From an optimization exercise on the open Yosys and OpenROAD flow, aimed at small area and a short achievable clock period; shortcuts taken in it are not production practice. The RTL was checked by simulation tests, not by an equivalence proof against the original design. Power and IR drop assume default switching activity.

==> flow/design.v <==
module Load_inputs_synch (IN,CLK,EN,OUT,RST); 
parameter PIPELINE=1; 
parameter WIDTH=18;
input [WIDTH-1:0] IN; 
input CLK,RST,EN; 
reg [WIDTH-1:0] OUT_FF ;
output [WIDTH-1:0]  OUT; 
always @(posedge CLK) begin 
	if(RST)
		OUT_FF<=0; 
	else if (EN)
		OUT_FF<=IN; 
end 
assign OUT = (PIPELINE) ? OUT_FF : IN ; 
endmodule 
module Load_inputs_asynch (IN,CLK,EN,OUT,RST); 
parameter PIPELINE=1; 
parameter WIDTH=18;
input [WIDTH-1:0] IN; 
input CLK,RST,EN; 
reg [WIDTH-1:0] OUT_FF ;
output [WIDTH-1:0] OUT; 
always @(posedge CLK or posedge RST) begin 
	if(RST)
		OUT_FF<=0; 
	else if (EN)
		OUT_FF<=IN; 
end 
assign OUT = (PIPELINE) ? OUT_FF : IN ; 
endmodule 
module DSP_2 (A,B,C,D,CARRYIN,M,P,CARRYOUT,CARRYOUTF,CLK,OPMODE,CEA,CEB,CEC,
	CECARRYIN,CED,CEM,CEOPMODE,CEP,RSTA,RSTB,RSTC,RSTCARRYIN,RSTD,RSTM,RSTOPMODE,RSTP,PCIN,PCOUT,BCOUT,BCIN); 
input [17:0] A , B , D ; 
input [47:0] C ; 
input [17:0] BCIN; 
input CARRYIN,CLK,CEA,CEB,CEC,CECARRYIN,CED,CEM,CEOPMODE,CEP; 
input RSTA,RSTB,RSTC,RSTD,RSTM,RSTOPMODE,RSTP,RSTCARRYIN; 
input [47:0] PCIN ; 
input [7:0] OPMODE ;
output [47:0] P ; 
output [35:0] M ; 
output CARRYOUT,CARRYOUTF; 
output [47:0] PCOUT; 
output [17:0] BCOUT ; 
parameter A0REG =0 ;
parameter A1REG =1 ;
parameter B0REG =0 ;
parameter B1REG =1 ; 
parameter CREG=1 ;
parameter DREG=1 ;
parameter MREG=1 ; 
parameter PREG=1 ; 
parameter CARRYINREG=1;  
parameter CARRYOUTREG=1;   
parameter OPMODEREG =1 ; 
parameter CARRYINSEL="OPMODE5";  
parameter B_INPUT="DIRECT"; 
parameter RSTTYPE="SYNC"; 
wire [17:0] A0_out,B0_out,A1_out,B1_out,D_out;
wire [47:0] C_out; 
reg [17:0] Adder_out,MUX_1_out; 
wire [7:0] OPMODE_out; 
wire [35:0] Multiplier_out; 
wire [35:0] M_out;
reg Carry_cascade; 
wire Carry_cascade_out; 
reg [47:0] MUX_X_out , MUX_Z_out; 
reg [47:0] Adder_2_out;
reg Carry_out_before_reg ; 
generate 
if(RSTTYPE=="ASYNC") begin : async_load_inputs 
	Load_inputs_asynch #(.PIPELINE(A0REG),.WIDTH(18)) I1 (.IN(A),.EN(CEA),.OUT(A0_out),.RST(RSTA),.CLK(CLK));
	Load_inputs_asynch #(.PIPELINE(CREG),.WIDTH(48)) I2 (.IN(C),.EN(CEC),.OUT(C_out),.RST(RSTC),.CLK(CLK));
	Load_inputs_asynch #(.PIPELINE(DREG),.WIDTH(18)) I3 (.IN(D),.EN(CED),.OUT(D_out),.RST(RSTD),.CLK(CLK));
	Load_inputs_asynch #(.PIPELINE(OPMODEREG),.WIDTH(8)) I4 (.IN(OPMODE),.EN(CEOPMODE),.OUT(OPMODE_out),.RST(RSTOPMODE),.CLK(CLK));
	if(B_INPUT=="DIRECT")  begin : direct_B_input 
		Load_inputs_asynch #(.PIPELINE(B0REG),.WIDTH(18)) I5 (.IN(B),.EN(CEB),.OUT(B0_out),.RST(RSTB),.CLK(CLK));
	end 
	else begin : BCIN_B_input_asynch  
		Load_inputs_asynch #(.PIPELINE(B0REG),.WIDTH(18)) I5 (.IN(BCIN),.EN(CEB),.OUT(B0_out),.RST(RSTB),.CLK(CLK));
	end 
end 
	else begin : sync_load_inputs 
		Load_inputs_synch #(.PIPELINE(A0REG),.WIDTH(18)) I1 (.IN(A),.EN(CEA),.OUT(A0_out),.RST(RSTA),.CLK(CLK));
		Load_inputs_synch #(.PIPELINE(CREG),.WIDTH(48)) I2 (.IN(C),.EN(CEC),.OUT(C_out),.RST(RSTC),.CLK(CLK));
		Load_inputs_synch #(.PIPELINE(DREG),.WIDTH(18)) I3 (.IN(D),.EN(CED),.OUT(D_out),.RST(RSTD),.CLK(CLK));
		Load_inputs_synch #(.PIPELINE(OPMODEREG),.WIDTH(8)) I4 (.IN(OPMODE),.EN(CEOPMODE),
							.OUT(OPMODE_out),.RST(RSTOPMODE),.CLK(CLK));
		if(B_INPUT=="DIRECT") begin :  direct_B_input_synch
			Load_inputs_synch #(.PIPELINE(B0REG),.WIDTH(18)) I5 (.IN(B),.EN(CEB),.OUT(B0_out),.RST(RSTB),.CLK(CLK));
		end else begin : BCIN_B_input_synch
			Load_inputs_synch #(.PIPELINE(B0REG),.WIDTH(18)) I5 (.IN(BCIN),.EN(CEB),.OUT(B0_out),.RST(RSTB),.CLK(CLK));
		end
	end 
endgenerate 
generate 
	if(RSTTYPE=="ASYNC") begin :  async_pipeline_stage2 
		Load_inputs_asynch #(.PIPELINE(B1REG),.WIDTH(18)) I6 (.IN(MUX_1_out),.EN(CEB),.OUT(B1_out),.RST(RSTB),.CLK(CLK)); 
		Load_inputs_asynch #(.PIPELINE(A1REG),.WIDTH(18)) I11 (.IN(A0_out),.EN(CEA),.OUT(A1_out),.RST(RSTA),.CLK(CLK));
	end 
	else begin : sync_pipeline_stage2
	Load_inputs_synch #(.PIPELINE(B1REG),.WIDTH(18)) I6 (.IN(MUX_1_out),.EN(CEB),.OUT(B1_out),.RST(RSTB),.CLK(CLK));
	Load_inputs_synch #(.PIPELINE(A1REG),.WIDTH(18)) I11 (.IN(A0_out),.EN(CEA),.OUT(A1_out),.RST(RSTA),.CLK(CLK));
	end 
endgenerate
always @(*) begin 
	if(OPMODE_out[6])
		Adder_out=D_out-B0_out; 
	else 
		Adder_out=D_out+B0_out; 
	if(OPMODE_out[4]) 
		MUX_1_out=Adder_out;
	else 
		MUX_1_out=B0_out; 
end 
assign BCOUT=B1_out; 
generate 
	if(RSTTYPE=="ASYNC") begin : async_stage3 
		Load_inputs_asynch #(.PIPELINE(MREG),.WIDTH(36)) I7 (.IN(Multiplier_out),.EN(CEM),.OUT(M_out),.RST(RSTM),.CLK(CLK));
		Load_inputs_asynch #(.PIPELINE(CREG),.WIDTH(1)) I8 (.IN(Carry_cascade),.EN(CECARRYIN),.OUT(Carry_cascade_out),
							.RST(RSTCARRYIN),.CLK(CLK));
	end 
	else begin  : sync_stage3
		Load_inputs_synch #(.PIPELINE(MREG),.WIDTH(36)) I7 (.IN(Multiplier_out),.EN(CEM),
							.OUT(M_out),.RST(RSTM),.CLK(CLK));
		Load_inputs_synch #(.PIPELINE(CREG),.WIDTH(1)) I8 (.IN(Carry_cascade),.EN(CECARRYIN),.OUT(Carry_cascade_out),
							.RST(RSTCARRYIN),.CLK(CLK));
	end 
endgenerate
always @(*) begin 
	if (CARRYINSEL=="OPMODE5") 
		Carry_cascade=OPMODE_out[5]; 
	else if (CARRYINSEL=="CARRYIN")
		Carry_cascade=CARRYIN; 
	else 
		Carry_cascade=0; 
end 
assign Multiplier_out=B1_out*A1_out; 
assign M=M_out; 
generate 
	if(RSTTYPE=="ASYNC") begin : async_stage4 
		Load_inputs_asynch #(.PIPELINE(PREG),.WIDTH(48)) I9 (.IN(Adder_2_out),.EN(CEP),.OUT(P),.RST(RSTP),.CLK(CLK));
		Load_inputs_synch #(.PIPELINE(CARRYOUTREG),.WIDTH(1)) I10 (.IN(Carry_out_before_reg),.EN(CECARRYIN),.OUT(Carry_out_after_reg),
							.RST(RSTCARRYIN),.CLK(CLK));
	end 
	else begin : sync_stage4
		Load_inputs_synch #(.PIPELINE(PREG),.WIDTH(48)) I9 (.IN(Adder_2_out),.EN(CEP),.OUT(P),.RST(RSTP),.CLK(CLK));
		Load_inputs_synch #(.PIPELINE(CARRYOUTREG),.WIDTH(1)) I10 (.IN(Carry_out_before_reg),.EN(CECARRYIN),.OUT(CARRYOUT)
							,.RST(RSTCARRYIN),.CLK(CLK));
	end 
endgenerate 
always @(*) begin 
	case(OPMODE_out[1:0]) 
	2'b00:MUX_X_out=48'b0;
	2'b01:MUX_X_out={12'b0,M_out};
	2'b10:MUX_X_out=PCOUT; 
	2'b11:MUX_X_out={D[11:0],A[17:0],B[17:0]};
	endcase 
	case(OPMODE_out[3:2])
	2'b00:MUX_Z_out=48'b0;
	2'b01:MUX_Z_out=PCIN; 
	2'b10:MUX_Z_out=PCOUT; 
	2'b11:MUX_Z_out=C_out; 
	endcase 
	if(OPMODE_out[7])
		{Carry_out_before_reg,Adder_2_out}=MUX_Z_out-(MUX_X_out+Carry_cascade_out); 
	else 
		{Carry_out_before_reg,Adder_2_out}=MUX_Z_out+(MUX_X_out+Carry_cascade_out); 
end 
assign CARRYOUTF=CARRYOUT; 
assign PCOUT=P; 
endmodule 
==> flow/run.sh <==
#!/bin/bash
# synth_recipe.tcl (not shown) runs the flow's synth.tcl, then flattens the netlist and writes it again
# the make line also repeats each setting of config.mk as NAME=value (left out here)
make -C /OpenROAD-flow-scripts/flow DESIGN_CONFIG=/design/flow/config.mk WORK_HOME=/design/flow/orfs CLKGATE_MAP_FILE= SYNTH_SCRIPT=/design/flow/synth_recipe.tcl finish
==> flow/config.mk <==
export PLATFORM = sky130hd
export DESIGN_NAME = DSP_2
export DESIGN_NICKNAME = DSP_2
export VERILOG_FILES = /design/flow/design.v
export SDC_FILE = /design/flow/constraint.sdc
export NUM_CORES = 4
export LEC_CHECK = 0
export CAP_MARGIN = 20
export CORE_MARGIN = 2
export CORE_UTILIZATION = 40
export SLEW_MARGIN = 20
==> flow/constraint.sdc <==
create_clock -name core_clock -period 10.0 [get_ports {CLK}]
set_input_delay 2.0000 -clock core_clock [delete_from_list [all_inputs] [get_ports {CLK}]]
set_output_delay 2.0000 -clock core_clock [all_outputs]
set_load 0.01 [all_outputs]
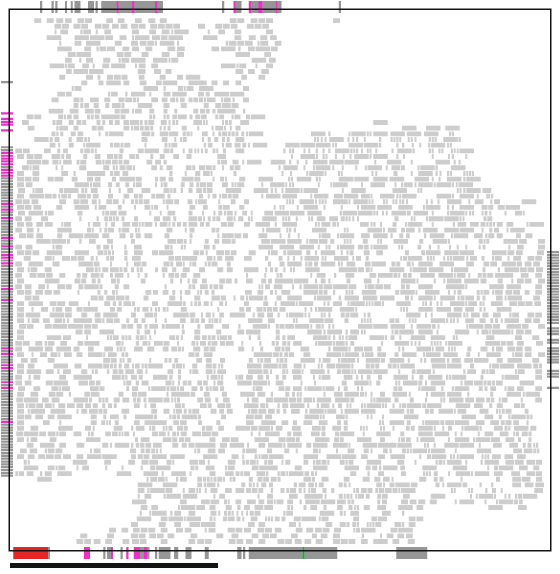
*Pin map*
The bar under the picture is 100 microns long. Pins as bars across the die edge, other pins in gray.
[`P`] magenta | pins: 48 | direction: output | edge: 30 left, 10 bottom, 8 top
[`RSTM`] green | pins: 1 | direction: input | edge: bottom
[`BCIN`] red | pins: 18 | direction: input | edge: bottom
all pins by edge: 123 left, 115 bottom, 67 top, 41 right

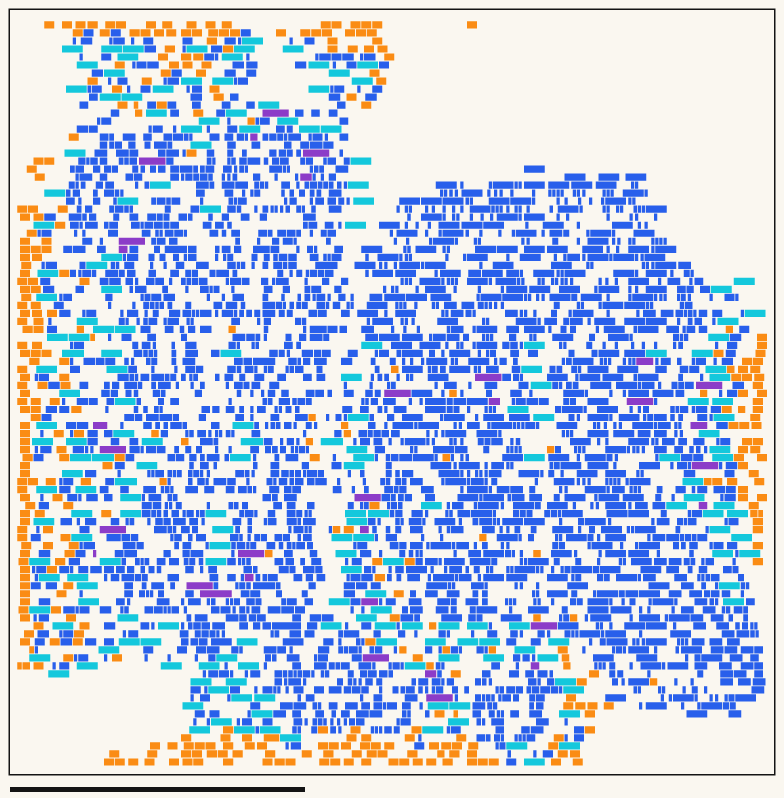
*Cell classes on the final placement*
The bar under the picture is 100 microns long.
[other buffers and delay cells] orange | cells: 364 | share of their area: 12%
[flip-flops] cyan | cells: 196 | share of their area: 13%
[clock drivers and dummy loads] purple | cells: 32 | share of their area: 2.1%
[all other logic] blue | cells: 2,712 | share of their area: 72%

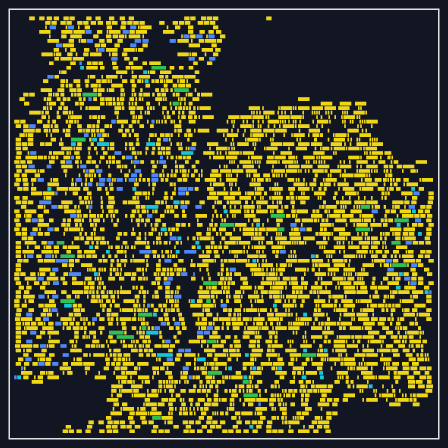
*Sizing map*
[drive 6 and up] green | cells: 28 | most used: clkbuf_16
[drive 2] blue | cells: 132 | most used: mux2_2
[drive 1 or less] yellow | cells: 3,092 | most used: inv_1
[drive 3 to 4] cyan | cells: 52 | most used: buf_4
Area Overhead vs Synth: 15.76%
count of non-CTS buffers in the layout: 364

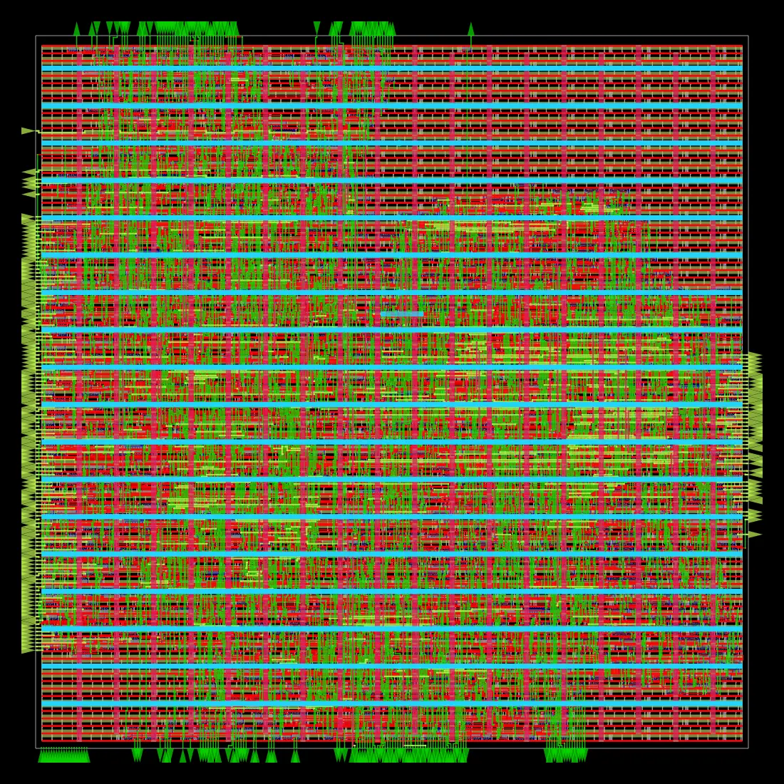
*Top view of the die*
row count: 93
Layout Cells excl Fill: 4,160
die width: 259.4 microns

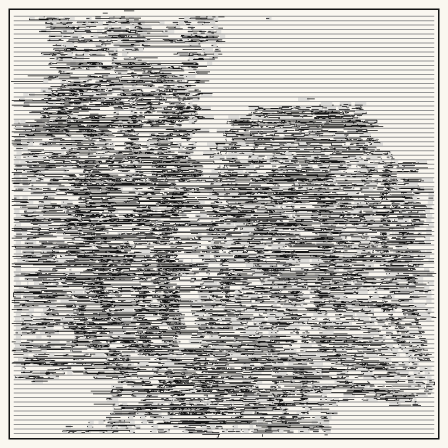
*Met1 routing*
Supply wires on this layer in gray.
nets with wire on the layer: 3,574
longest straight run: 65.8 microns
wire length on this layer: 37.1 mm
share of all routed wire: 44%
Routed WL: 85.13 mm
via count: 22.50k
routing usage on met1: 33.81%

==> metrics.md <==
| Metric | Value |
|---|---|
| Status | finished clean |
| Element type at the critical path end | flop |
| Static leakage | 13.37 nW |
| Initial antenna violation count | 1 |
| CTS clk-pin slew, worst paths | 0.08 ns |
| Post-synthesis sequential area ratio | 15.04% |
| Synth top area cells | fa_1, dfxtp_1, ha_1 |
| Num CTS Buffers | 17 |
| Clock buf count | 19 |
| Synth top cells by count | inv_1, nor2_1, nand2_1, fa_1, dfxtp_1 |
| Register area | 3930 sq um |
| Full die area | 67,290 sq um |
| Layer with the highest usage | met2 |
| Max H-tree Level | 4 |
| RSZ-0062 raised after global routing | no |
| Max power group | combinational cells |
| Post-Syn Nets | 3,762 |
| Setup TNS | 0 ns |
| Total GRT Usage | 25.41% |
| CP max stage delay | 0.60 ns |
| Multi-input gate area | 19,770 sq um |
| Total power | 0.004338 W |
| HP Class | flop to flop |
| Xor/xnor cell area share of the yosys netlist | 6.071% |
| Worst hold stages | 2 |
| CP arrival | 9.16 ns |
| I/O pins | 346 |
| Sequential cell count | 196 |
| Crit path depth | 31 |
| Vias per Instance | 5.408 |
| Buffer share of cell area | 11.67% |
| Critical path required time | 10.39 ns |
| Met2 usage | 42.27% |
| Worst Setup Slack post-DPL | 0.8289 ns |
| CP Buf/Inv Count | 3 |
| Most frequent cell after synthesis | inv_1 |
| Post-CTS setup buffer count | 0 |
| Slew at the pin closest to its max-slew limit | 1.120 ns |
| Final clock-cell share | 2.009% |
| Worst vdd ir | 119.1 uV |
| Top Registers | sync_load_inputs.I2.OUT_FF x48, sync_stage4.I9.OUT_FF x48, sync_stage3.I7.OUT_FF x36 |

## static timing again, ports no longer ideal
The results above use ideal ports. As a check the final layout listed here was re-extracted and re-timed, cells and wires unchanged.
Step 1, drivers: a clkbuf_16 drives CLK and a buf_2 each remaining input, both assumed.
Step 2 times the ports against the registers' clock, not the clock port: input delays grow and output delays shrink by t, the midpoint of the rising clock arrivals with the driver on.
a / b / c = no drivers / after step 1 / after step 2; a / b = the first two.
t (ns): 0.552
setup slack, ns: 1.232 / 1.260 / 0.707
hold slack, ns: 0.489 / 0.489 / 0.489
worst setup path at the end: input to register
After both steps this run still meets setup and hold. The setup slack of this run moves by +0.028 ns with the drivers and by -0.525 ns with both steps.
